Background: an optimization exercise with open tools, aiming at small area and a short achievable clock period. Do not read the settings as production practice.
Where RTL was checked, it was by simulation tests only, not by an equivalence proof against the original.
Not every run is shown, and edits may drop behaviour that the tests do not exercise.
No functional check of the RTL was part of runs 2 to 6.

### Ports around the boundary, run 1

Pins as bars across the die edge, other pins in grey.
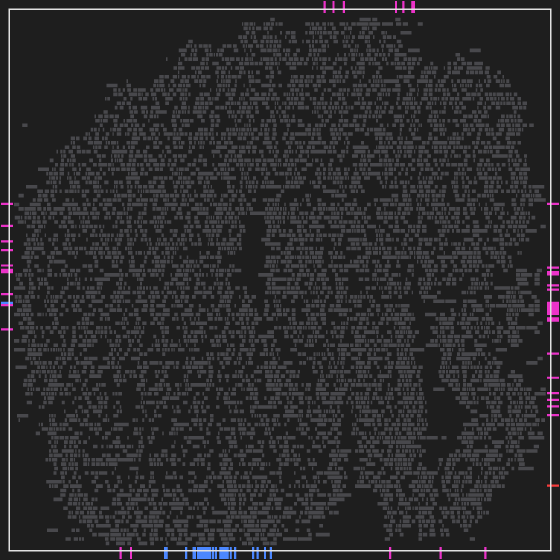
### Wires after detailed routing, run 1

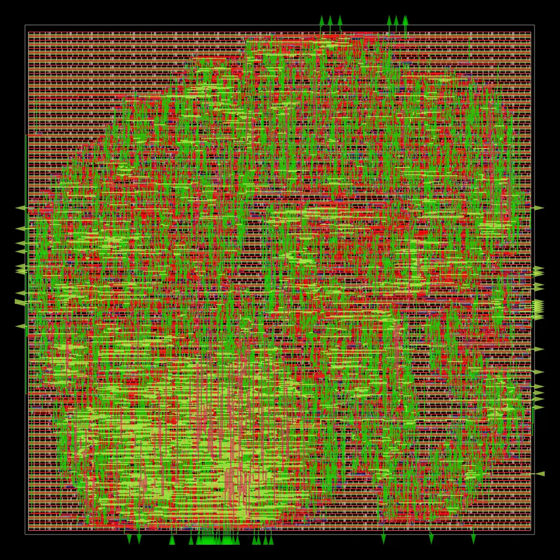
### Routed clock nets over the placement, run 1

The bar under the picture is 100 microns long.
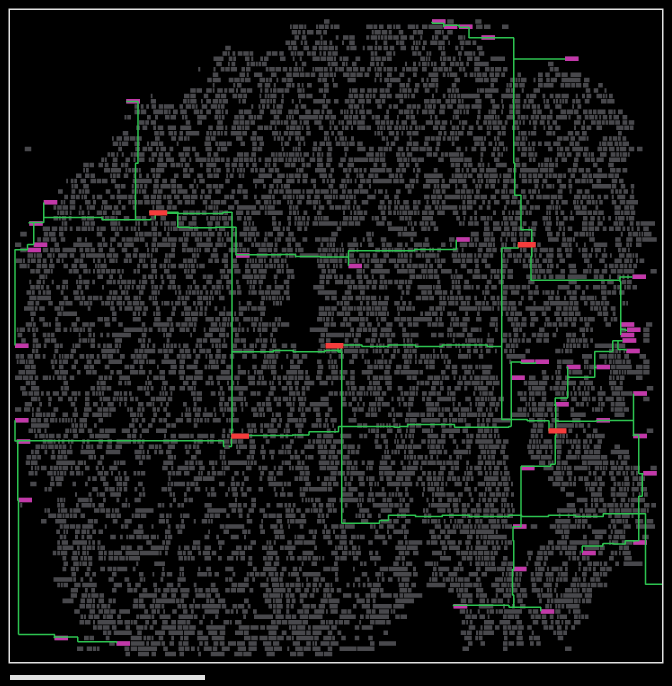
### Signal wires on met1, run 1

Supply wires on this layer in grey. Cells faint in the background.
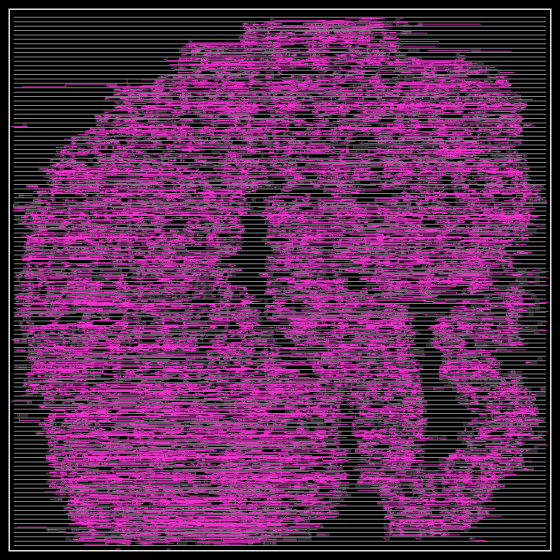
`flow/config.mk`:
```
export PLATFORM = sky130hd
export DESIGN_NAME = IDP_encoder_42
export DESIGN_NICKNAME = IDP_encoder_42
export VERILOG_FILES = /design/flow/design.v
export SDC_FILE = /design/flow/constraint.sdc
export NUM_CORES = 4
export LEC_CHECK = 0
export CAP_MARGIN = 20
export CORE_MARGIN = 2
export CORE_UTILIZATION = 40
export CTS_CLUSTER_DIAMETER = 60
export CTS_CLUSTER_SIZE = 10
export SLEW_MARGIN = 20
```
`flow/constraint.sdc`:
```
create_clock -name core_clock -period 70.0 [get_ports {clock}]
set_input_delay 14.0000 -clock core_clock [delete_from_list [all_inputs] [get_ports {clock}]]
set_output_delay 14.0000 -clock core_clock [all_outputs]
set_load 0.01 [all_outputs]
```
`flow/design.v`:
```
`timescale 1ns / 1ps
module IDP_encoder_42(   
    input wire[29 - 1 : 0] datain,     
    input wire clock,
    output reg[41:0] codeout     
    );
    reg [3:0] code_reg;
    wire [41 - 4 : 0] code_wire;     
    reg [27 - 1 : 0] r_msb;    
    always @(datain) begin       
        if(datain < 102334155) begin   
            code_reg[3:0] = 4'b0000;
            r_msb = datain; 
        end
        else if( (datain >= 102334155) && (datain < 165580141) ) begin
            code_reg[3:0] = 4'b0001;
            r_msb = datain - 63245986; 
        end
        else if( (datain >= 165580141) && (datain < 267914296) ) begin
            code_reg[3:0] = 4'b1000;
            r_msb = datain - 165580141; 
        end
        else if( (datain >= 267914296) && (datain < (165580141 * 2)) ) begin
            code_reg[3:0] = 4'b1001;
            r_msb = datain - 63245986 - 165580141; 
        end
        else if( (datain >= (165580141 * 2)) && (datain < 433494437) ) begin
            code_reg[3:0] = 4'b0011;
            r_msb = datain - 63245986 - 267914296; 
        end
        else if( (datain >= 433494437) && (datain < (267914296 * 2)) ) begin
            code_reg[3:0] = 4'b1100;
            r_msb = datain - 267914296 - 165580141; 
        end
        else if( (datain >= (267914296 * 2)) && (datain < (267914296 * 2 + 63245986)) ) begin
            code_reg[3:0] = 4'b0110;
            r_msb = datain - (267914296 * 2); 
        end
        else if( (datain >= (267914296 * 2 + 63245986)) && (datain < 701408733) ) begin
            code_reg[3:0] = 4'b0111;
            r_msb = datain - (267914296 * 2) - 63245986; 
        end
        else if( (datain >= 701408733) && (datain < (701408733 + 63245986)) ) begin
            code_reg[3:0] = 4'b1110;
            r_msb = datain - (267914296 * 2) - 165580141; 
        end
        else begin
            code_reg[3:0] = 4'b1111;
            r_msb = datain - (267914296 * 2) - 165580141 - 63245986; 
        end
    end
    wire [26 - 1 : 0] r37;
    wire [26 - 1 : 0] r36;
    wire [25 - 1 : 0] r35;
    wire [24 - 1 : 0] r34;
    wire [24 - 1 : 0] r33;
    wire [23 - 1 : 0] r32;
    wire [22 - 1 : 0] r31;
    wire [22 - 1 : 0] r30;
    wire [21 - 1 : 0] r29;
    wire [20 - 1 : 0] r28;
    wire [19 - 1 : 0] r27;
    wire [19 - 1 : 0] r26;
    wire [18 - 1 : 0] r25;
    wire [17 - 1 : 0] r24;
    wire [17 - 1 : 0] r23;
    wire [16 - 1 : 0] r22;
    wire [15 - 1 : 0] r21;
    wire [15 - 1 : 0] r20;
    wire [14 - 1 : 0] r19;
    wire [13 - 1 : 0] r18;
    wire [13 - 1 : 0] r17;
    wire [12 - 1 : 0] r16;
    wire [11 - 1 : 0] r15;
    wire [10 - 1 : 0] r14;
    wire [10 - 1 : 0] r13;
    wire [9 - 1 : 0] r12;
    wire [8 - 1 : 0] r11;
    wire [8 - 1 : 0] r10;
    wire [7 - 1 : 0] r09;
    wire [6 - 1 : 0] r08;
    wire [6 - 1 : 0] r07;
    wire [5 - 1 : 0] r06;
    wire [4 - 1 : 0] r05;
    wire [3 - 1 : 0] r04;
    wire [3 - 1 : 0] r03;
    wire [2 - 1 : 0] r02;
    wire [1 - 1 : 0] r01;
    assign r37 = (code_wire[37] == 0) ? (r_msb) : (r_msb - 39088169);
    assign r36 = (code_wire[36] == 0) ? (r37) : (r37 - 24157817);
    assign r35 = (code_wire[35] == 0) ? (r36) : (r36 - 14930352);
    assign r34 = (code_wire[34] == 0) ? (r35) : (r35 - 9227465);
    assign r33 = (code_wire[33] == 0) ? (r34) : (r34 - 5702887);
    assign r32 = (code_wire[32] == 0) ? (r33) : (r33 - 3524578);
    assign r31 = (code_wire[31] == 0) ? (r32) : (r32 - 2178309);
    assign r30 = (code_wire[30] == 0) ? (r31) : (r31 - 1346269);
    assign r29 = (code_wire[29] == 0) ? (r30) : (r30 - 832040);
    assign r28 = (code_wire[28] == 0) ? (r29) : (r29 - 514229);
    assign r27 = (code_wire[27] == 0) ? (r28) : (r28 - 317811);
    assign r26 = (code_wire[26] == 0) ? (r27) : (r27 - 196418);
    assign r25 = (code_wire[25] == 0) ? (r26) : (r26 - 121393);
    assign r24 = (code_wire[24] == 0) ? (r25) : (r25 - 75025);
    assign r23 = (code_wire[23] == 0) ? (r24) : (r24 - 46368);
    assign r22 = (code_wire[22] == 0) ? (r23) : (r23 - 28657);
    assign r21 = (code_wire[21] == 0) ? (r22) : (r22 - 17711);
    assign r20 = (code_wire[20] == 0) ? (r21) : (r21 - 10946);
    assign r19 = (code_wire[19] == 0) ? (r20) : (r20 - 6765);
    assign r18 = (code_wire[18] == 0) ? (r19) : (r19 - 4181);
    assign r17 = (code_wire[17] == 0) ? (r18) : (r18 - 2584);
    assign r16 = (code_wire[16] == 0) ? (r17) : (r17 - 1597);
    assign r15 = (code_wire[15] == 0) ? (r16) : (r16 - 987);
    assign r14 = (code_wire[14] == 0) ? (r15) : (r15 - 610);
    assign r13 = (code_wire[13] == 0) ? (r14) : (r14 - 377);
    assign r12 = (code_wire[12] == 0) ? (r13) : (r13 - 233);
    assign r11 = (code_wire[11] == 0) ? (r12) : (r12 - 144);
    assign r10 = (code_wire[10] == 0) ? (r11) : (r11 - 89);
    assign r09 = (code_wire[09] == 0) ? (r10) : (r10 - 55);
    assign r08 = (code_wire[08] == 0) ? (r09) : (r09 - 34);
    assign r07 = (code_wire[07] == 0) ? (r08) : (r08 - 21);
    assign r06 = (code_wire[06] == 0) ? (r07) : (r07 - 13);
    assign r05 = (code_wire[05] == 0) ? (r06) : (r06 - 8);
    assign r04 = (code_wire[04] == 0) ? (r05) : (r05 - 5);
    assign r03 = (code_wire[03] == 0) ? (r04) : (r04 - 3);
    assign r02 = (code_wire[02] == 0) ? (r03) : (r03 - 2);
    assign r01 = (code_wire[01] == 0) ? (r02) : (r02 - 1);
    assign code_wire[37] = (r_msb < 39088169) ? (0) : ( (r_msb >= 63245986) ? (1) : (code_reg[0]) );
    assign code_wire[36] = (r37 < 24157817) ? (0) : ( (r37 >= 39088169) ? (1) : (code_wire[37]) );
    assign code_wire[35] = (r36 < 14930352) ? (0) : ( (r36 >= 24157817) ? (1) : (code_wire[36]) );
    assign code_wire[34] = (r35 < 9227465) ? (0) : ( (r35 >= 14930352) ? (1) : (code_wire[35]) );
    assign code_wire[33] = (r34 < 5702887) ? (0) : ( (r34 >= 9227465) ? (1) : (code_wire[34]) );
    assign code_wire[32] = (r33 < 3524578) ? (0) : ( (r33 >= 5702887) ? (1) : (code_wire[33]) );
    assign code_wire[31] = (r32 < 2178309) ? (0) : ( (r32 >= 3524578) ? (1) : (code_wire[32]) );
    assign code_wire[30] = (r31 < 1346269) ? (0) : ( (r31 >= 2178309) ? (1) : (code_wire[31]) );
    assign code_wire[29] = (r30 < 832040) ? (0) : ( (r30 >= 1346269) ? (1) : (code_wire[30]) );
    assign code_wire[28] = (r29 < 514229) ? (0) : ( (r29 >= 832040) ? (1) : (code_wire[29]) );
    assign code_wire[27] = (r28 < 317811) ? (0) : ( (r28 >= 514229) ? (1) : (code_wire[28]) );
    assign code_wire[26] = (r27 < 196418) ? (0) : ( (r27 >= 317811) ? (1) : (code_wire[27]) );
    assign code_wire[25] = (r26 < 121393) ? (0) : ( (r26 >= 196418) ? (1) : (code_wire[26]) );
    assign code_wire[24] = (r25 < 75025) ? (0) : ( (r25 >= 121393) ? (1) : (code_wire[25]) );
    assign code_wire[23] = (r24 < 46368) ? (0) : ( (r24 >= 75025) ? (1) : (code_wire[24]) );
    assign code_wire[22] = (r23 < 28657) ? (0) : ( (r23 >= 46368) ? (1) : (code_wire[23]) );
    assign code_wire[21] = (r22 < 17711) ? (0) : ( (r22 >= 28657) ? (1) : (code_wire[22]) );
    assign code_wire[20] = (r21 < 10946) ? (0) : ( (r21 >= 17711) ? (1) : (code_wire[21]) );
    assign code_wire[19] = (r20 < 6765) ? (0) : ( (r20 >= 10946) ? (1) : (code_wire[20]) );
    assign code_wire[18] = (r19 < 4181) ? (0) : ( (r19 >= 6765) ? (1) : (code_wire[19]) );
    assign code_wire[17] = (r18 < 2584) ? (0) : ( (r18 >= 4181) ? (1) : (code_wire[18]) );
    assign code_wire[16] = (r17 < 1597) ? (0) : ( (r17 >= 2584) ? (1) : (code_wire[17]) );
    assign code_wire[15] = (r16 < 987) ? (0) : ( (r16 >= 1597) ? (1) : (code_wire[16]) );
    assign code_wire[14] = (r15 < 610) ? (0) : ( (r15 >= 987) ? (1) : (code_wire[15]) );
    assign code_wire[13] = (r14 < 377) ? (0) : ( (r14 >= 610) ? (1) : (code_wire[14]) );
    assign code_wire[12] = (r13 < 233) ? (0) : ( (r13 >= 377) ? (1) : (code_wire[13]) );
    assign code_wire[11] = (r12 < 144) ? (0) : ( (r12 >= 233) ? (1) : (code_wire[12]) );
    assign code_wire[10] = (r11 < 89) ? (0) : ( (r11 >= 144) ? (1) : (code_wire[11]) );
    assign code_wire[9] = (r10 < 55) ? (0) : ( (r10 >= 89) ? (1) : (code_wire[10]) );
    assign code_wire[8] = (r09 < 34) ? (0) : ( (r09 >= 55) ? (1) : (code_wire[9]) );
    assign code_wire[7] = (r08 < 21) ? (0) : ( (r08 >= 34) ? (1) : (code_wire[8]) );
    assign code_wire[6] = (r07 < 13) ? (0) : ( (r07 >= 21) ? (1) : (code_wire[7]) );
    assign code_wire[5] = (r06 < 8) ? (0) : ( (r06 >= 13) ? (1) : (code_wire[6]) );
    assign code_wire[4] = (r05 < 5) ? (0) : ( (r05 >= 8) ? (1) : (code_wire[5]) );
    assign code_wire[3] = (r04 < 3) ? (0) : ( (r04 >= 5) ? (1) : (code_wire[4]) );
    assign code_wire[2] = (r03 < 2) ? (0) : ( (r03 >= 3) ? (1) : (code_wire[3]) );
    assign code_wire[1] = (r02 < 1) ? (0) : ( (r02 >= 2) ? (1) : (code_wire[2]) );
    assign code_wire[0] = r01;
    always @(posedge clock) begin
        codeout[41 - 4 : 0] <= code_wire;
        codeout[41 : 41 - 3] <= code_reg;
    end
endmodule
```
`flow/run.sh`:
```
#!/bin/bash
# synth_recipe.tcl (not shown) runs the flow's synth.tcl, then flattens the netlist and writes it again
# the make line also repeats each setting of config.mk as NAME=value (left out here)
make -C /OpenROAD-flow-scripts/flow DESIGN_CONFIG=/design/flow/config.mk WORK_HOME=/design/flow/orfs CLKGATE_MAP_FILE= SYNTH_SCRIPT=/design/flow/synth_recipe.tcl finish
```
==> results.yml, run 1 <==
floorplan:
  die_area_sq_um: 111000
  rows: 120
logic_synthesis:
  ys_top_cells_by_count: "nor2_1 (551), nand2_1 (467), xnor2_1 (457), a21oi_1 (330), o21ai_0 (246)"
  synth-seq-cells: 42
  syn-num-nets: 6184
  synth_adder_area_share: 0.0262
  synth_warnings: 1
  seq_area_frac_synth: 0.0193
status:
  status: "complete, no violations"
route:
  vias_per_cell: 6.62
  first_pass_iters: 9
  route.detailed.wl_per_inst_microns: 23.0
global_route:
  met3_usage: 0.0468
  grt_pass1_vias: 47800
  grt_max_degree: 38
  grt_usage: 0.304
  global_route.usage.met2: 0.482
cells_and_area:
  n_all_buffers: 788
  fin_area_sq_um: 51400
  top_regs: "codeout x42"
  layout.cells.non_filler: 7956
  largest_class: "multi-input combinational cells"
  buf_share: 0.124
place:
  port_buffers: 71
  pre_cts_ws_ns: -1.34
  placed_area_sq_um: 48500
setup_path:
  end_kind: "flip-flop"
  crit_cells: 249
  startpoint_type: "input port"
  worstSetupPathType: "input port to flip-flop"
  critical_path_peak_fanout: 15
clock_network:
  cts_buffers: 5
  cts_root_buf: "clkbuf_16"
Back to the opening pictures, 'Ports around the boundary':
legend:
  clock:
    colour: red
    pins: 1
    direction: input
    edge: east
  codeout:
    colour: magenta
    pins: 42
    direction: output
    edge: 20 east, 10 west, 7 north, 5 south
  datain:
    colour: blue
    pins: 29
    direction: input
    edge: 28 south, 1 west
all pins by edge: 33 south, 21 east, 11 west, 7 north

Back to the opening pictures, 'Wires after detailed routing':
WL met3: 15900 microns
metal1 wirelength: 81000 microns
routed wire length: 183000 microns
wire length on met2: 80900 microns

Back to the opening pictures, 'Routed clock nets over the placement':
legend:
  clock wires:
    colour: green
    length: 2340 microns
  flip-flops:
    colour: magenta
    count: 42
  clock-net drivers:
    colour: red
    count: 5
routed clock nets: 6
flops lie: widely spread

Back to the opening pictures, 'Signal wires on met1':
wire length on this layer: 81.0 mm
longest straight run: 81.4 microns
share of all routed wire: 44%
DR vias: 52700
M1 GR Usage: 0.426

### Close-up of the layout, run 1

Window x 152 to 182, y 152 to 182 microns. Cells in grey, sequential cells in the stronger grey; small squares are vias.
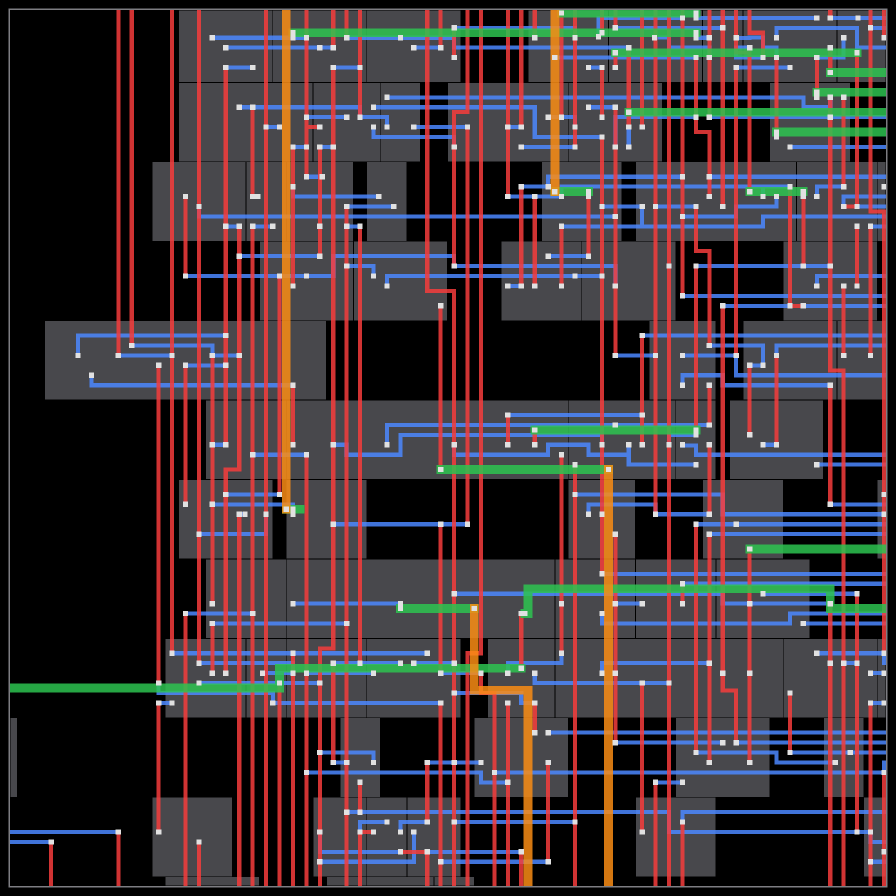

## Run 2: large edit since run 1, in outline
flow/design.v: 168 -> 1819 lines; modules unchanged: 0
  IDP_encoder_42: edited, 167 -> 1819 lines
==> flow/flow/run.sh (new file) <==
#!/bin/bash
# Own flow: the standard ORFS flow, with ORFS's area ABC script replaced by flow/abc_area.script.
set -euo pipefail
W=$(pwd)
rm -rf "$W/scripts_mod"
cp -r "$FLOW_HOME/scripts" "$W/scripts_mod"
cp "$W/flow/abc_area.script" "$W/scripts_mod/abc_area.script"
bash "$W/standard.sh" SCRIPTS_DIR="$W/scripts_mod" finish > "$W/orfs_make.log" 2>&1 || { tail -50 "$W/orfs_make.log"; exit 1; }
tail -5 "$W/orfs_make.log"
==> flow/flow/abc_area.script (new file) <==
strash
dc2
dch -f
amap -m
topo
stime -c
==> flow/standard.sh (new file) <==
#!/bin/bash
# synth_recipe.tcl (not shown) runs the flow's synth.tcl, then flattens the netlist and writes it again
# the make line also repeats each setting of config.mk as NAME=value (left out here)
make -C /OpenROAD-flow-scripts/flow DESIGN_CONFIG=/design/flow/config.mk WORK_HOME=/design/flow/orfs CLKGATE_MAP_FILE= SYNTH_SCRIPT=/design/flow/synth_recipe.tcl "${@:-finish}"
--- a/flow/config.mk
+++ b/flow/config.mk
@@ -6,4 +6,5 @@
 export NUM_CORES = 4
 export LEC_CHECK = 0
+export ABC_AREA = 1
 export CAP_MARGIN = 20
 export CORE_MARGIN = 2
removed: flow/run.sh
### Close-up of the layout, run 2

Window x 69 to 99, y 69 to 99 microns. Cells in grey, sequential cells in the stronger grey; small squares are vias.
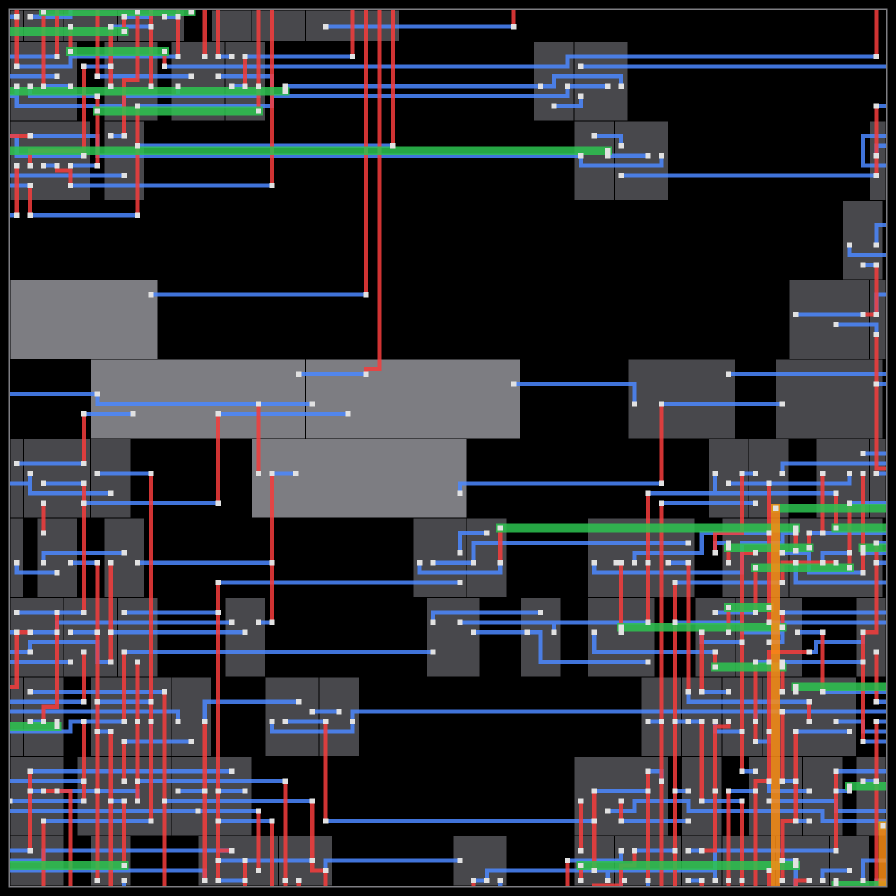
legend:
  M1:
    colour: blue
  M2:
    colour: red
  M4:
    colour: orange
  M3:
    colour: green
cells with their middle in the window: 67
netlist names of flops here include: codeout (4)
sequential cells in the window: 4
most frequent: nor2_1 (17), clkinv_1 (6), a21oi_1 (6)

==> run 2 against run 1 <==
Compared with the run above:
- still clean
- final cell count fell by 68%
- worst hold slack worse by 0.28 ns
- sequential share of layout area rose by 5.3 points
- critical endpoint unchanged
- first-iteration DRC count decreased by 69%
==> results.yml, run 2 <==
route:
  route.detailed.wl_per_inst_microns: 17.0
  first_pass_iters: 7
  routed_wl_microns: 42900
  met1_length_microns: 18200
  vias_per_cell: 6.24
  dr_wl_met2_microns: 19100
cells_and_area:
  layout.cells.non_filler: 2525
  largest_class: "multi-input combinational cells"
  top_regs: "codeout x42"
  n_all_buffers: 93
  fin_area_sq_um: 12100
  buf_share: 0.0725
setup_path:
  end_kind: "flip-flop"
  worstSetupPathType: "input port to flip-flop"
  startpoint_type: "input port"
  critical_path_peak_fanout: 18
global_route:
  grt_usage: 0.291
  grt_max_degree: 19
place:
  port_buffers: 71
  pre_cts_ws_ns: 20.59
  placed_area_sq_um: 11900
logic_synthesis:
  ys_top_cells_by_count: "nor2_1 (692), clkinv_1 (257), nand2_1 (195), o21ai_0 (185), a21oi_1 (134)"
  syn-num-nets: 2119
  seq_area_frac_synth: 0.0790
  synth_adder_area_share: 0
  synth_warnings: 1
clock_network:
  cts_buffers: 5
floorplan:
  die_area_sq_um: 27900
  rows: 59
status:
  status: "complete, no violations"
### Routed clock nets over the placement, run 2

The bar under the picture is 50 microns long.
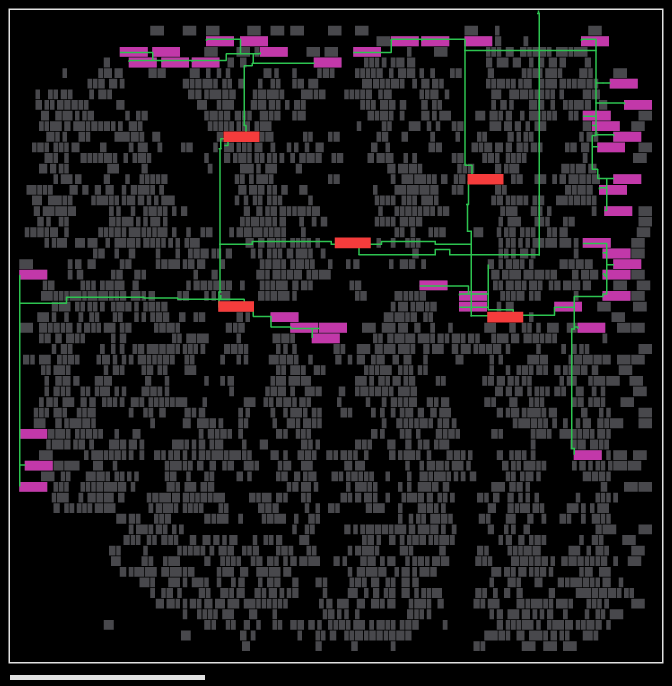
legend:
  clock wires:
    colour: green
    length: 850 microns
  clock-net drivers:
    colour: red
    count: 5
  flip-flops:
    colour: magenta
    count: 42
routed clock nets: 6

### Wires after detailed routing, run 2

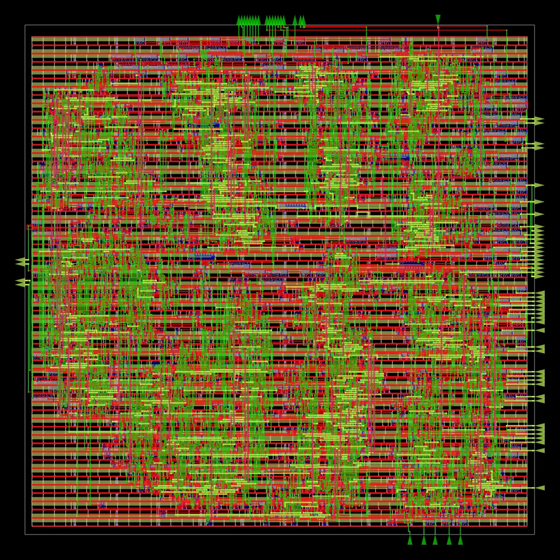

==> run 3, diff against run 2 <==
==> flow/flow/abc_area.script (replaced) <==
strash
dc2
dch -f
map -D 16000
topo
buffer -c
upsize -c -D 16000
dnsize -c -D 16000
--- a/flow/config.mk
+++ b/flow/config.mk
@@ -10,3 +10,3 @@
 export CORE_MARGIN = 2
-export CORE_UTILIZATION = 40
+export CORE_UTILIZATION = 55
 export CTS_CLUSTER_DIAMETER = 60
### Wires after detailed routing, run 3

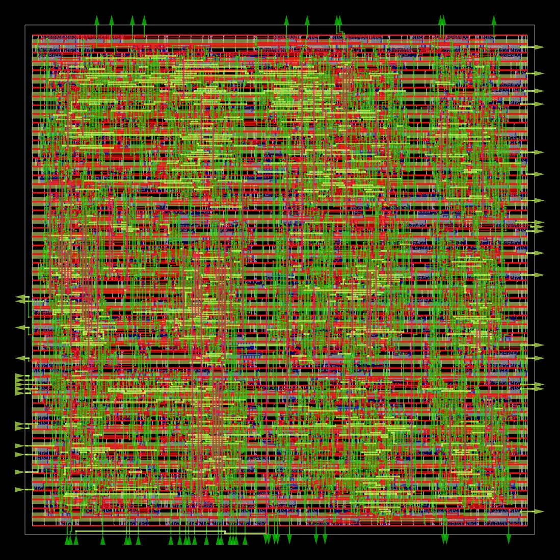
Total GRT Usage: 0.355
WL met3: 3620 microns
routed wire length: 45100 microns
WL per Instance: 17.1 microns

==> run 3 against run 2 <==
Compared with the run above:
- still clean
- fmax increased by 32%
- worst setup slack improved by 12 ns
- highest routed layer unchanged
- sequential cell count unchanged
- area after synthesis increased by 23%
- final area increased by 18%
- critical endpoint unchanged
- first-iteration DRC count increased by 15%
==> results.yml, run 3 <==
status:
  status: "complete, no violations"
cells_and_area:
  n_all_buffers: 72
  fin_area_sq_um: 14200
  diodes: 0
  layout.cells.non_filler: 2644
  buf_share: 0.0505
  top_regs: "codeout x42"
logic_synthesis:
  synth_adder_area_share: 0
  seq_area_frac_synth: 0.0643
  synth_warnings: 1
  ys_top_cells_by_count: "nand2_1 (572), nor2_1 (324), inv_1 (183), nand3_1 (129), a21oi_1 (124)"
  synth_cell_types: 91
  syn-num-nets: 2295
place:
  port_buffers: 71
  pre_cts_ws_ns: 32.11
  placed_area_sq_um: 14100
setup_path:
  cp_data_arrival_time_ns: 38.51
  worstSetupPathType: "input port to flip-flop"
  critical_path_peak_fanout: 19
  startpoint_type: "input port"
  end_kind: "flip-flop"
global_route:
  grt_max_degree: 20
sta:
  whs_ns: 14.50
clock_network:
  cts_buffers: 5
route:
  vias_per_cell: 6.23
  met1_length_microns: 18200
floorplan:
  die_area_sq_um: 25000
  rows: 56
### Close-up of the layout, run 3

Window x 64 to 94, y 64 to 94 microns. Cells in grey, sequential cells in the stronger grey; small squares are vias.
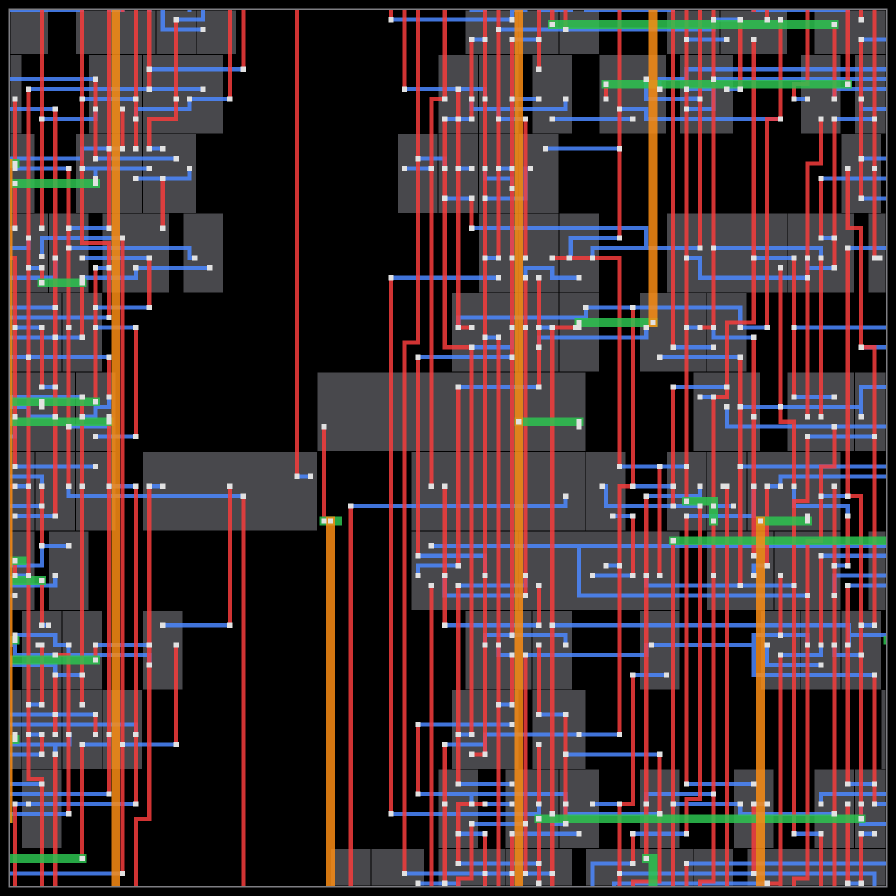
legend:
  M1:
    colour: blue
  M4:
    colour: orange
  M2:
    colour: red
  M3:
    colour: green
most frequent: nor2_1 (17), nand2_1 (17), inv_2 (9)
cells with their middle in the window: 84
sequential cells in the window: 0

### Routed clock nets over the placement, run 3

The bar under the picture is 50 microns long.
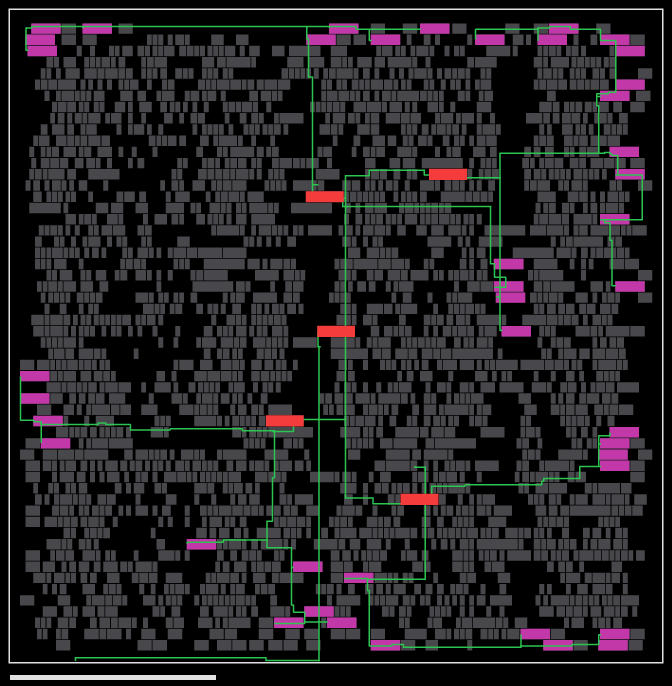

==> run 4, diff against run 3 <==
==> flow/flow/abc_area.script (replaced) <==
strash
dc2
dch -f
map -D 24000
topo
buffer -c
upsize -c -D 24000
dnsize -c -D 24000
### Routed clock nets over the placement, run 4

The bar under the picture is 50 microns long.
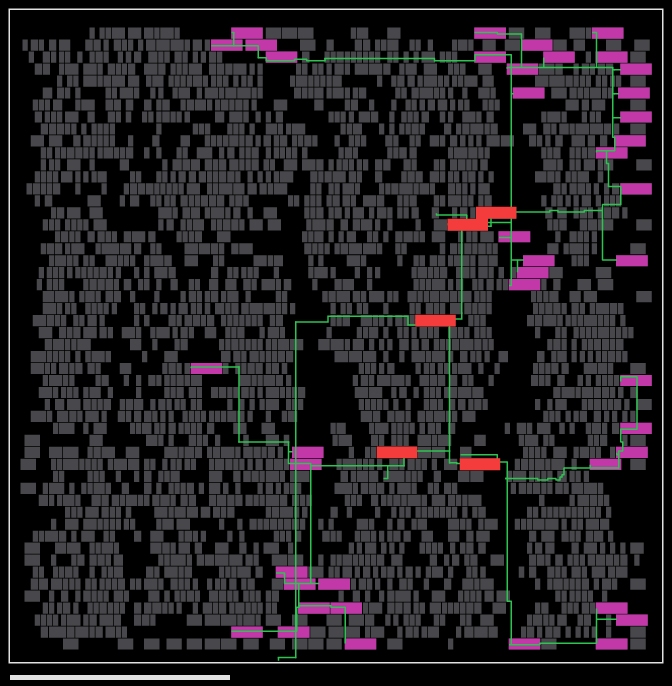
legend:
  flip-flops:
    colour: magenta
    count: 42
  clock wires:
    colour: green
    length: 817 microns
  clock-net drivers:
    colour: red
    count: 5
routed clock nets: 6

### Ports around the boundary, run 4

Pins as bars across the die edge, other pins in grey.
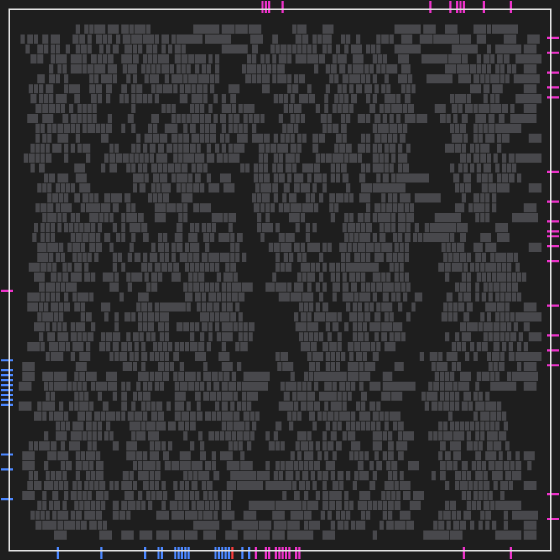
legend:
  clock:
    colour: red
    pins: 1
    direction: input
    edge: south
  datain:
    colour: blue
    pins: 29
    direction: input
    edge: 17 south, 12 west
  codeout:
    colour: magenta
    pins: 42
    direction: output
    edge: 18 east, 12 south, 11 north, 1 west
Die H: 148 microns
Die X: 148 microns
Port Buffers: 71

==> run 4 against run 3 <==
Compared with the run above:
- still clean on timing, DRC and antenna
- highest routed layer unchanged
- clock-buffer cell count is 1 higher
- sequential share of layout area is 0.78 points higher
- fmax fell by 13%
- routed wire length is 7.4% lower
- final area fell by 12%
- final cell count shrank 1.7%
- via count is 2.5% lower
- global-route usage rose by 0.69 points
- non-clock buffer count up 2
- die area down 12%
- largest cell class unchanged
==> results.yml, run 4 <==
status:
  status: "complete, no violations"
logic_synthesis:
  syn-num-nets: 2294
  ys_top_cells_by_count: "nand2_1 (512), nor2_1 (463), inv_1 (371), a21oi_1 (135), nand3_1 (122)"
  synth_warnings: 1
  synth_adder_area_share: 0
  synth_cell_types: 45
  seq_area_frac_synth: 0.0737
sta:
  finalCritPeriodShare: 0.629
  drv_slew: 0
  whs_ns: 14.47
  relSlewSlack: 0.297
floorplan:
  num_io_pins: 72
  rows: 52
  die_area_sq_um: 21900
  start_util: 0.562
global_route:
  gr-usage-met1: 0.456
  grt_max_degree: 18
  grt-busiest-layer: "met2"
  grt_usage: 0.362
cells_and_area:
  top_regs: "codeout x42"
  clkCellAreaFrac: 0.0120
  fin_area_sq_um: 12600
  largest_register_ffs: 42
  largest-register: "codeout"
  diodes: 0
  buf_share: 0.0583
  n_all_buffers: 74
  layout.cells.non_filler: 2600
  fill_cells: 2062
setup_path:
  startpoint_type: "input port"
  cp_data_arrival_time_ns: 44.24
  end_kind: "flip-flop"
  critical_path_peak_fanout: 17
  worstSetupPathType: "input port to flip-flop"
place:
  gp_congestion: 1.12
  placed_area_sq_um: 12400
  pre_cts_ws_ns: 27.12
clock_network:
  cts_sinks: 42
  cts_buffers: 5
route:
  routed_wl_microns: 41800
  dr_wl_met2_microns: 19100
  met3WireLength_microns: 4340
  met1_length_microns: 16400
  vias_per_cell: 6.18
### Signal wires on met1, run 4

Supply wires on this layer in grey. Cells faint in the background.
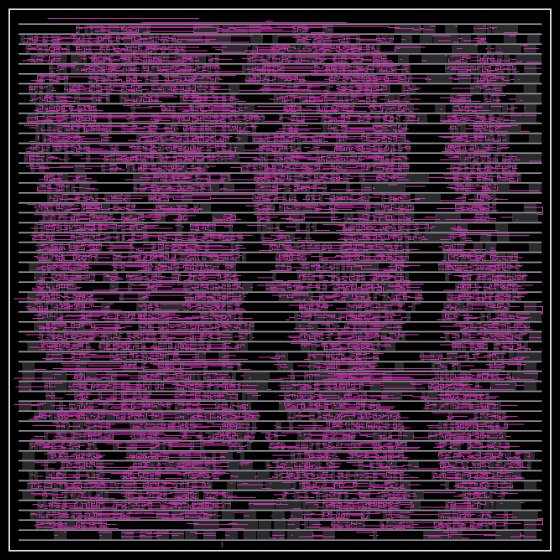

==> run 5, diff against run 4 <==
==> flow/run.sh (new file) <==
#!/bin/bash
# synth_recipe.tcl (not shown) runs the flow's synth.tcl, then flattens the netlist and writes it again
# the make line also repeats each setting of config.mk as NAME=value (left out here)
make -C /OpenROAD-flow-scripts/flow DESIGN_CONFIG=/design/flow/config.mk WORK_HOME=/design/flow/orfs CLKGATE_MAP_FILE= SYNTH_SCRIPT=/design/flow/synth_recipe.tcl finish
--- a/flow/config.mk
+++ b/flow/config.mk
@@ -10,3 +10,3 @@
 export CORE_MARGIN = 2
-export CORE_UTILIZATION = 55
+export CORE_UTILIZATION = 40
 export CTS_CLUSTER_DIAMETER = 60
removed: flow/flow/run.sh
removed: flow/flow/abc_area.script
removed: flow/standard.sh
### Signal wires on met1, run 5

Supply wires on this layer in grey. Cells faint in the background.
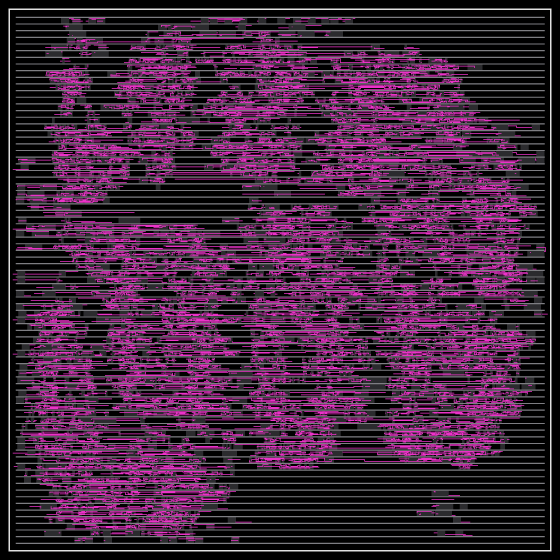
main direction: horizontal
share of all routed wire: 45%
M1 GR Usage: 0.324
routed wire length: 60800 microns
DR vias: 20400

==> run 5 against run 4 <==
Compared with the run above:
- critical path type unchanged
- worst hold slack better by 0.22 ns
- global-route usage is 11 points lower
- fmax is 35% higher
- final cell count is 47% higher
- sequential share of layout area is 2.5 points lower
- first-iteration DRC count is 29% lower
==> results.yml, run 5 <==
global_route:
  antenna_found_initial: 0
  grt_usage: 0.249
  grt_max_degree: 18
  grt-busiest-layer: "met2"
cells_and_area:
  layout.cells.non_filler: 3823
  n_all_buffers: 72
  fill_cells: 5068
  fin_area_sq_um: 20000
  top_regs: "codeout x42"
  clkCellAreaFrac: 0.00831
  diodes: 0
  largest-register: "codeout"
  largest_register_ffs: 42
floorplan:
  rows: 79
  num_io_pins: 72
  die_area_sq_um: 48700
  start_util: 0.404
  die_h_microns: 221
  die_width_microns: 221
route:
  dr_wl_met2_microns: 28000
  vias_per_cell: 5.33
  met1_length_microns: 27200
  met3WireLength_microns: 3370
logic_synthesis:
  syn-num-nets: 3196
  seq_area_frac_synth: 0.0448
  synth_adder_area_share: 0
  synth_cell_types: 75
  synth_warnings: 1
  synth_mux_area_frac: 0
  ys_top_cells_by_count: "nand2_1 (929), nand2_2 (326), nand3_1 (319), nor2_1 (262), inv_1 (239)"
setup_path:
  worstPathRequired_ns: 70.22
  worstSetupPathType: "input port to flip-flop"
  critical_path_peak_fanout: 15
  end_kind: "flip-flop"
  cp_data_arrival_time_ns: 32.79
sta:
  drv_slew: 0
  finalCritPeriodShare: 0.465
  relSlewSlack: 0.408
  whs_ns: 14.69
clock_network:
  cts_sinks: 42
  post_cts_buffers: 0
  cts_hold_buffers: 0
  cts_buffers: 5
status:
  status: "complete, no violations"
place:
  gp_congestion: 0.994
  port_buffers: 71
  pre_cts_ws_ns: 37.48
  placed_area_sq_um: 19900
### Ports around the boundary, run 5

Pins as bars across the die edge, other pins in grey.
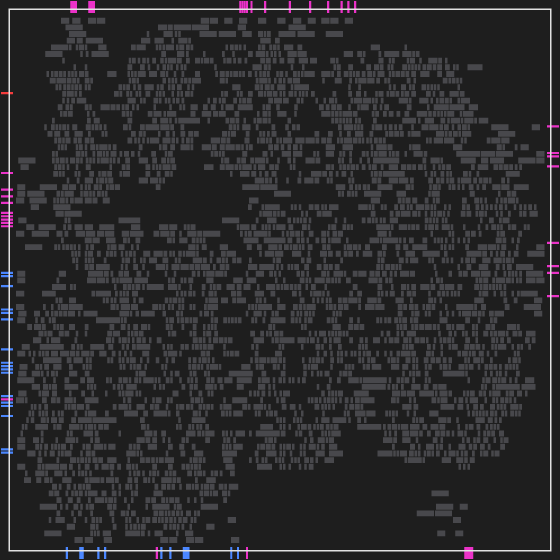
legend:
  clock:
    colour: red
    pins: 1
    direction: input
    edge: west
  datain:
    colour: blue
    pins: 29
    direction: input
    edge: 17 west, 12 south
  codeout:
    colour: magenta
    pins: 42
    direction: output
    edge: 18 north, 10 west, 8 east, 6 south
all pins by edge: 28 west, 18 north, 18 south, 8 east

### Routed clock nets over the placement, run 5

The bar under the picture is 50 microns long.
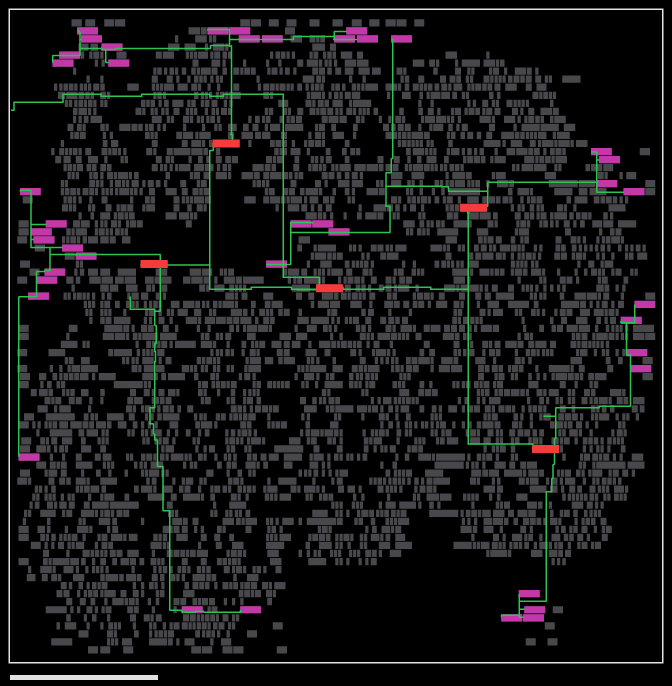

--- run 6: outline of the changes from run 5 ---
flow/design.v: 1819 -> 1447 lines; modules unchanged: 0
  IDP_encoder_42: edited, 1819 -> 1447 lines
==> flow/flow/run.sh (new file) <==
#!/bin/bash
set -euo pipefail
W=$(pwd)
rm -rf "$W/scripts_mod"
cp -r "$FLOW_HOME/scripts" "$W/scripts_mod"
cp "$W/flow/abc_area.script" "$W/scripts_mod/abc_area.script"
EXTRA=()
if [[ -f "$W/flow/make_args" ]]; then mapfile -t EXTRA < "$W/flow/make_args"; fi
bash "$W/standard.sh" SCRIPTS_DIR="$W/scripts_mod" "${EXTRA[@]}" finish > "$W/orfs_make.log" 2>&1 || { tail -50 "$W/orfs_make.log"; exit 1; }
tail -5 "$W/orfs_make.log"
==> flow/flow/abc_area.script (new file) <==
strash
dc2
dch -f
map -D 12000
strash
dch -f
map -D 12000
topo
buffer -c
upsize -c -D 12000
dnsize -c -D 12000
==> flow/flow/make_args (new file) <==
BUFFER_PORTS_ARGS=-buffer_cell sky130_fd_sc_hd__buf_1
==> flow/standard.sh (new file) <==
#!/bin/bash
# synth_recipe.tcl (not shown) runs the flow's synth.tcl, then flattens the netlist and writes it again
# the make line also repeats each setting of config.mk as NAME=value (left out here)
make -C /OpenROAD-flow-scripts/flow DESIGN_CONFIG=/design/flow/config.mk WORK_HOME=/design/flow/orfs CLKGATE_MAP_FILE= SYNTH_SCRIPT=/design/flow/synth_recipe.tcl "${@:-finish}"
--- a/flow/config.mk
+++ b/flow/config.mk
@@ -9,6 +9,8 @@
 export CAP_MARGIN = 20
 export CORE_MARGIN = 2
-export CORE_UTILIZATION = 40
-export CTS_CLUSTER_DIAMETER = 60
-export CTS_CLUSTER_SIZE = 10
+export CORE_UTILIZATION = 45
+export CTS_BUF_LIST = sky130_fd_sc_hd__clkbuf_8
+export CTS_CLUSTER_DIAMETER = 150
+export CTS_CLUSTER_SIZE = 40
+export PLACE_DENSITY = 0.75
 export SLEW_MARGIN = 20
removed: flow/run.sh
### Routed clock nets over the placement, run 6

The bar under the picture is 50 microns long.
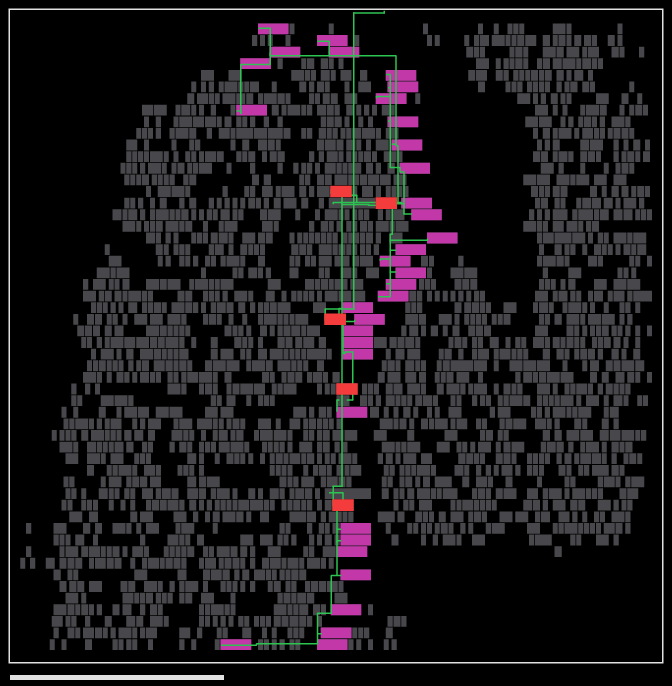
legend:
  flip-flops:
    colour: magenta
    count: 34
  clock-net drivers:
    colour: red
    count: 5
  clock wires:
    colour: green
    length: 495 microns
routed clock nets: 6
flops lie: a column down the middle

==> run 6 against run 5 <==
Compared with the run above:
- routed wire length fell by 52%
- worst hold slack got worse by 0.41 ns
- sequential cell count fell by 8
- critical path depth fell by 21
- first-iteration DRC count fell by 27%
- via count fell by 40%
- fmax rose by 9.2%
- final cell count fell by 43%
- sequential share of layout area rose by 2.3 points
- area after synthesis fell by 47%
- critical path type unchanged
==> results.yml, run 6 <==
logic_synthesis:
  syn-num-nets: 1897
  synth_adder_area_share: 0
  syn-cell-area_sq_um: 9940
  synth_mux_area_frac: 0
  synth_edf_count: 0
  synth_warnings: 1
  ys_top_cells_by_count: "nand2_1 (356), inv_1 (324), nor2_1 (318), xor2_1 (165), a21oi_1 (105)"
  synth_cell_types: 62
cells_and_area:
  top_regs: "cut_v x19, cut_c x15"
  diodes: 0
  final_util: 0.480
  n_all_buffers: 71
  layout.cells.non_filler: 2189
  fin_area_sq_um: 10500
  fill_cells: 2345
  largest-register: "cut_v"
  clkCellAreaFrac: 0.0132
  largest_register_ffs: 19
sta:
  whs_ns: 14.28
  finalCritPeriodShare: 0.426
route:
  routed_wl_microns: 29400
  met3WireLength_microns: 1710
  vias_per_cell: 5.59
  met1_length_microns: 12500
  route.detailed.wl_per_inst_microns: 13.4
  dr_wl_met2_microns: 14200
global_route:
  grt_usage: 0.242
  grt-busiest-layer: "met2"
  antenna_found_initial: 0
floorplan:
  rows: 54
  start_util: 0.457
  die_area_sq_um: 23300
  die_h_microns: 153
  num_io_pins: 72
setup_path:
  end_kind: "flip-flop"
  worstSetupPathType: "input port to flip-flop"
  cp_data_arrival_time_ns: 30.04
  critical_path_peak_fanout: 13
  worstPathRequired_ns: 70.23
place:
  port_buffers: 71
  placed_area_sq_um: 10300
  gp_congestion: 1.02
  placed_cells_incl_taps: 2181
  pre_cts_ws_ns: 40.52
clock_network:
  cts_buffers: 5
  post_cts_buffers: 0
  cts_hold_buffers: 0
status:
  status: "complete, no violations"
min_path:
  worst_hold_startpoint: "datain[23]"
### Ports around the boundary, run 6

Pins as bars across the die edge, other pins in grey.
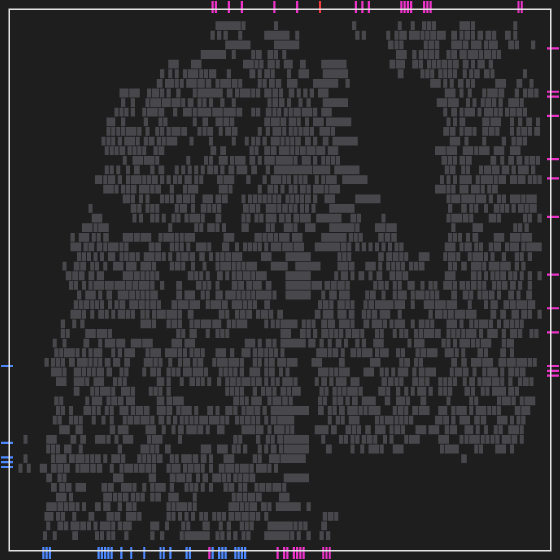
legend:
  clock:
    colour: red
    pins: 1
    direction: input
    edge: north
  codeout:
    colour: magenta
    pins: 42
    direction: output
    edge: 18 north, 13 east, 11 south
  datain:
    colour: blue
    pins: 29
    direction: input
    edge: 24 south, 5 west
all pins by edge: 35 south, 19 north, 13 east, 5 west

### Wires after detailed routing, run 6

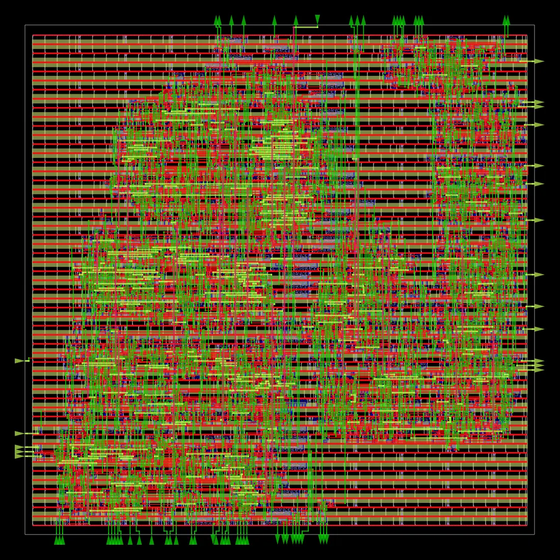

--- run 7: outline of the changes from run 6 ---
flow/design.v: 1447 -> 1666 lines; modules unchanged: 0
  IDP_encoder_42: edited, 1447 -> 1666 lines
==> flow/run.sh (new file) <==
#!/bin/bash
# synth_recipe.tcl (not shown) runs the flow's synth.tcl, then flattens the netlist and writes it again
# the make line also repeats each setting of config.mk as NAME=value (left out here)
make -C /OpenROAD-flow-scripts/flow DESIGN_CONFIG=/design/flow/config.mk WORK_HOME=/design/flow/orfs CLKGATE_MAP_FILE= SYNTH_SCRIPT=/design/flow/synth_recipe.tcl finish
--- a/flow/config.mk
+++ b/flow/config.mk
@@ -9,8 +9,6 @@
 export CAP_MARGIN = 20
 export CORE_MARGIN = 2
-export CORE_UTILIZATION = 45
-export CTS_BUF_LIST = sky130_fd_sc_hd__clkbuf_8
-export CTS_CLUSTER_DIAMETER = 150
-export CTS_CLUSTER_SIZE = 40
-export PLACE_DENSITY = 0.75
+export CORE_UTILIZATION = 40
+export CTS_CLUSTER_DIAMETER = 60
+export CTS_CLUSTER_SIZE = 10
 export SLEW_MARGIN = 20
removed: flow/flow/run.sh
removed: flow/flow/abc_area.script
removed: flow/flow/make_args
removed: flow/standard.sh
### Wires after detailed routing, run 7

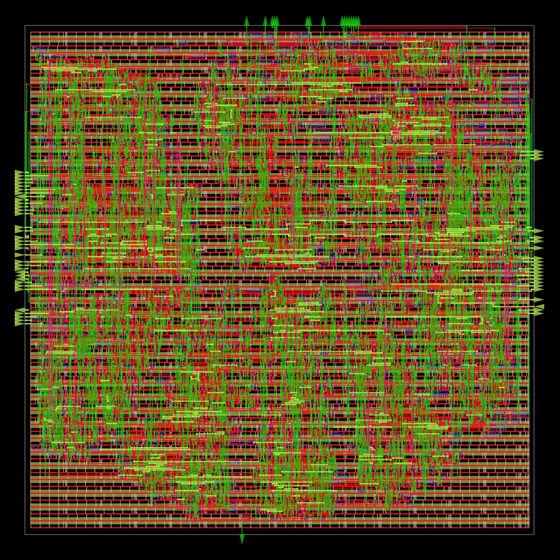
routed wire length: 56600 microns
wire length on met2: 26700 microns

==> run 7 against run 6 <==
Compared with the run above:
- sequential cell count increased by 8
- final cell count increased by 59%
- die area increased by 74%
- sequential share of layout area decreased by 1.5 points
- non-clock buffer count increased by 1
- synthesized cell count increased by 56%
- clock-buffer cell count unchanged
- critical path type unchanged
- core utilization decreased by 4.3 points
- worst hold slack improved by 0.43 ns
- final area increased by 62%
- still clean on timing, DRC and antenna
==> results.yml, run 7 <==
cells_and_area:
  clkCellAreaFrac: 0.00882
  fill_cells: 4365
  final_common_cell: "nand2_1"
  layout.cells.non_filler: 3489
  top_regs: "codeout x42"
  final_util: 0.438
  largest_register_ffs: 42
  n_all_buffers: 72
logic_synthesis:
  synth_adder_area_share: 0.00965
  ys_top_cells_by_count: "nand2_1 (1006), nand3_1 (390), inv_1 (262), nor2_1 (252), nand4_1 (192)"
  syn-num-nets: 2953
  synth_mux_area_frac: 0.000644
  syn-cell-area_sq_um: 15600
  synth_cell_types: 72
  synth_warnings: 1
  synth_edf_count: 0
setup_path:
  worstSetupPathType: "input port to flip-flop"
  critical_path_peak_fanout: 15
  slowest_stage: "clkdlybuf4s50_1"
  cp_data_arrival_time_ns: 37.22
  worstPathRequired_ns: 70.22
  path_common_cell: "nand2_1"
route:
  route.detailed.wl_per_inst_microns: 16.2
  met3WireLength_microns: 3370
  vias_per_cell: 5.56
global_route:
  grt-busiest-layer: "met2"
  antenna_found_initial: 0
  grt_usage: 0.271
status:
  status: "complete, no violations"
place:
  gp_congestion: 1.00
  pre_cts_ws_ns: 33.05
floorplan:
  num_io_pins: 72
  die_area_sq_um: 40500
  rows: 72
  start_util: 0.403
min_path:
  worst_hold_startpoint: "datain[28]"
clock_network:
  cts_buffers: 5
  post_cts_buffers: 0
sta:
  finalCritPeriodShare: 0.529
### Signal wires on met1, run 7

Supply wires on this layer in grey. Cells faint in the background.
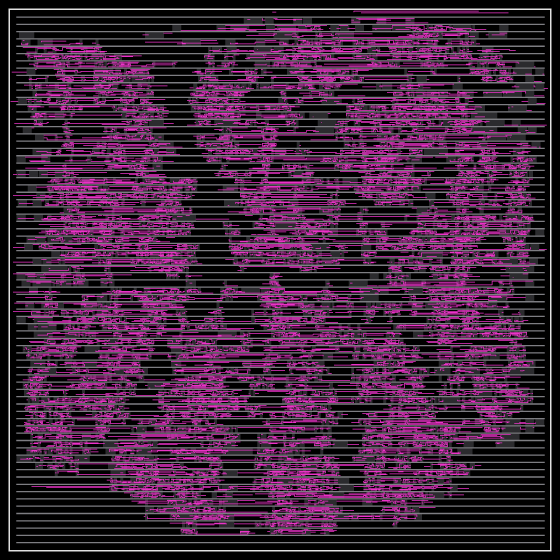
share of all routed wire: 44%
nets with wire on the layer: 2878
wire length on this layer: 24.9 mm

==> re-timing with driven ports <==
Ports are ideal in the flow. The routed layouts listed here were re-timed in OpenROAD.
Step 1 (the two cells are an assumption about what drives the block):
set clk [get_ports {clock}]
set_driving_cell -lib_cell sky130_fd_sc_hd__clkbuf_16 $clk
set_driving_cell -lib_cell sky130_fd_sc_hd__buf_2 [delete_from_list [all_inputs] $clk]
Step 2 times the ports against the registers' clock, not the clock port: input delays grow and output delays shrink by t, the midpoint of the rising clock arrivals with the driver on.
a / b / c = ideal ports / drivers / drivers and shift; a / b = the first two.
run	t, ns	setup WS [ns]	hold WS [ns]	slew at the worst register clock pin (ns)
run 1	0.460	2.499 / 2.538 / 2.079	14.766 / 14.708 / 14.759	0.12 / 0.12
run 2	0.340	19.494 / 19.511 / 19.171	14.485 / 14.470 / 14.753	0.07 / 0.07
run 3	0.350	31.692 / 31.713 / 31.363	14.497 / 14.474 / 14.759	0.08 / 0.08
run 4	0.335	25.983 / 25.984 / 25.650	14.471 / 14.452 / 14.757	0.07 / 0.07
run 5	0.387	37.437 / 37.462 / 37.075	14.691 / 14.666 / 14.753	0.09 / 0.09
run 6	0.322	40.190 / 40.197 / 39.875	14.277 / 14.265 / 14.410	0.08 / 0.08
run 7	0.361	33.001 / 33.020 / 32.659	14.712 / 14.686 / 14.757	0.08 / 0.08
After both steps setup and hold are still met in every run listed. For run 1, which loses most, drivers alone change the setup slack by +0.039 ns; drivers and shift together by -0.420 ns.
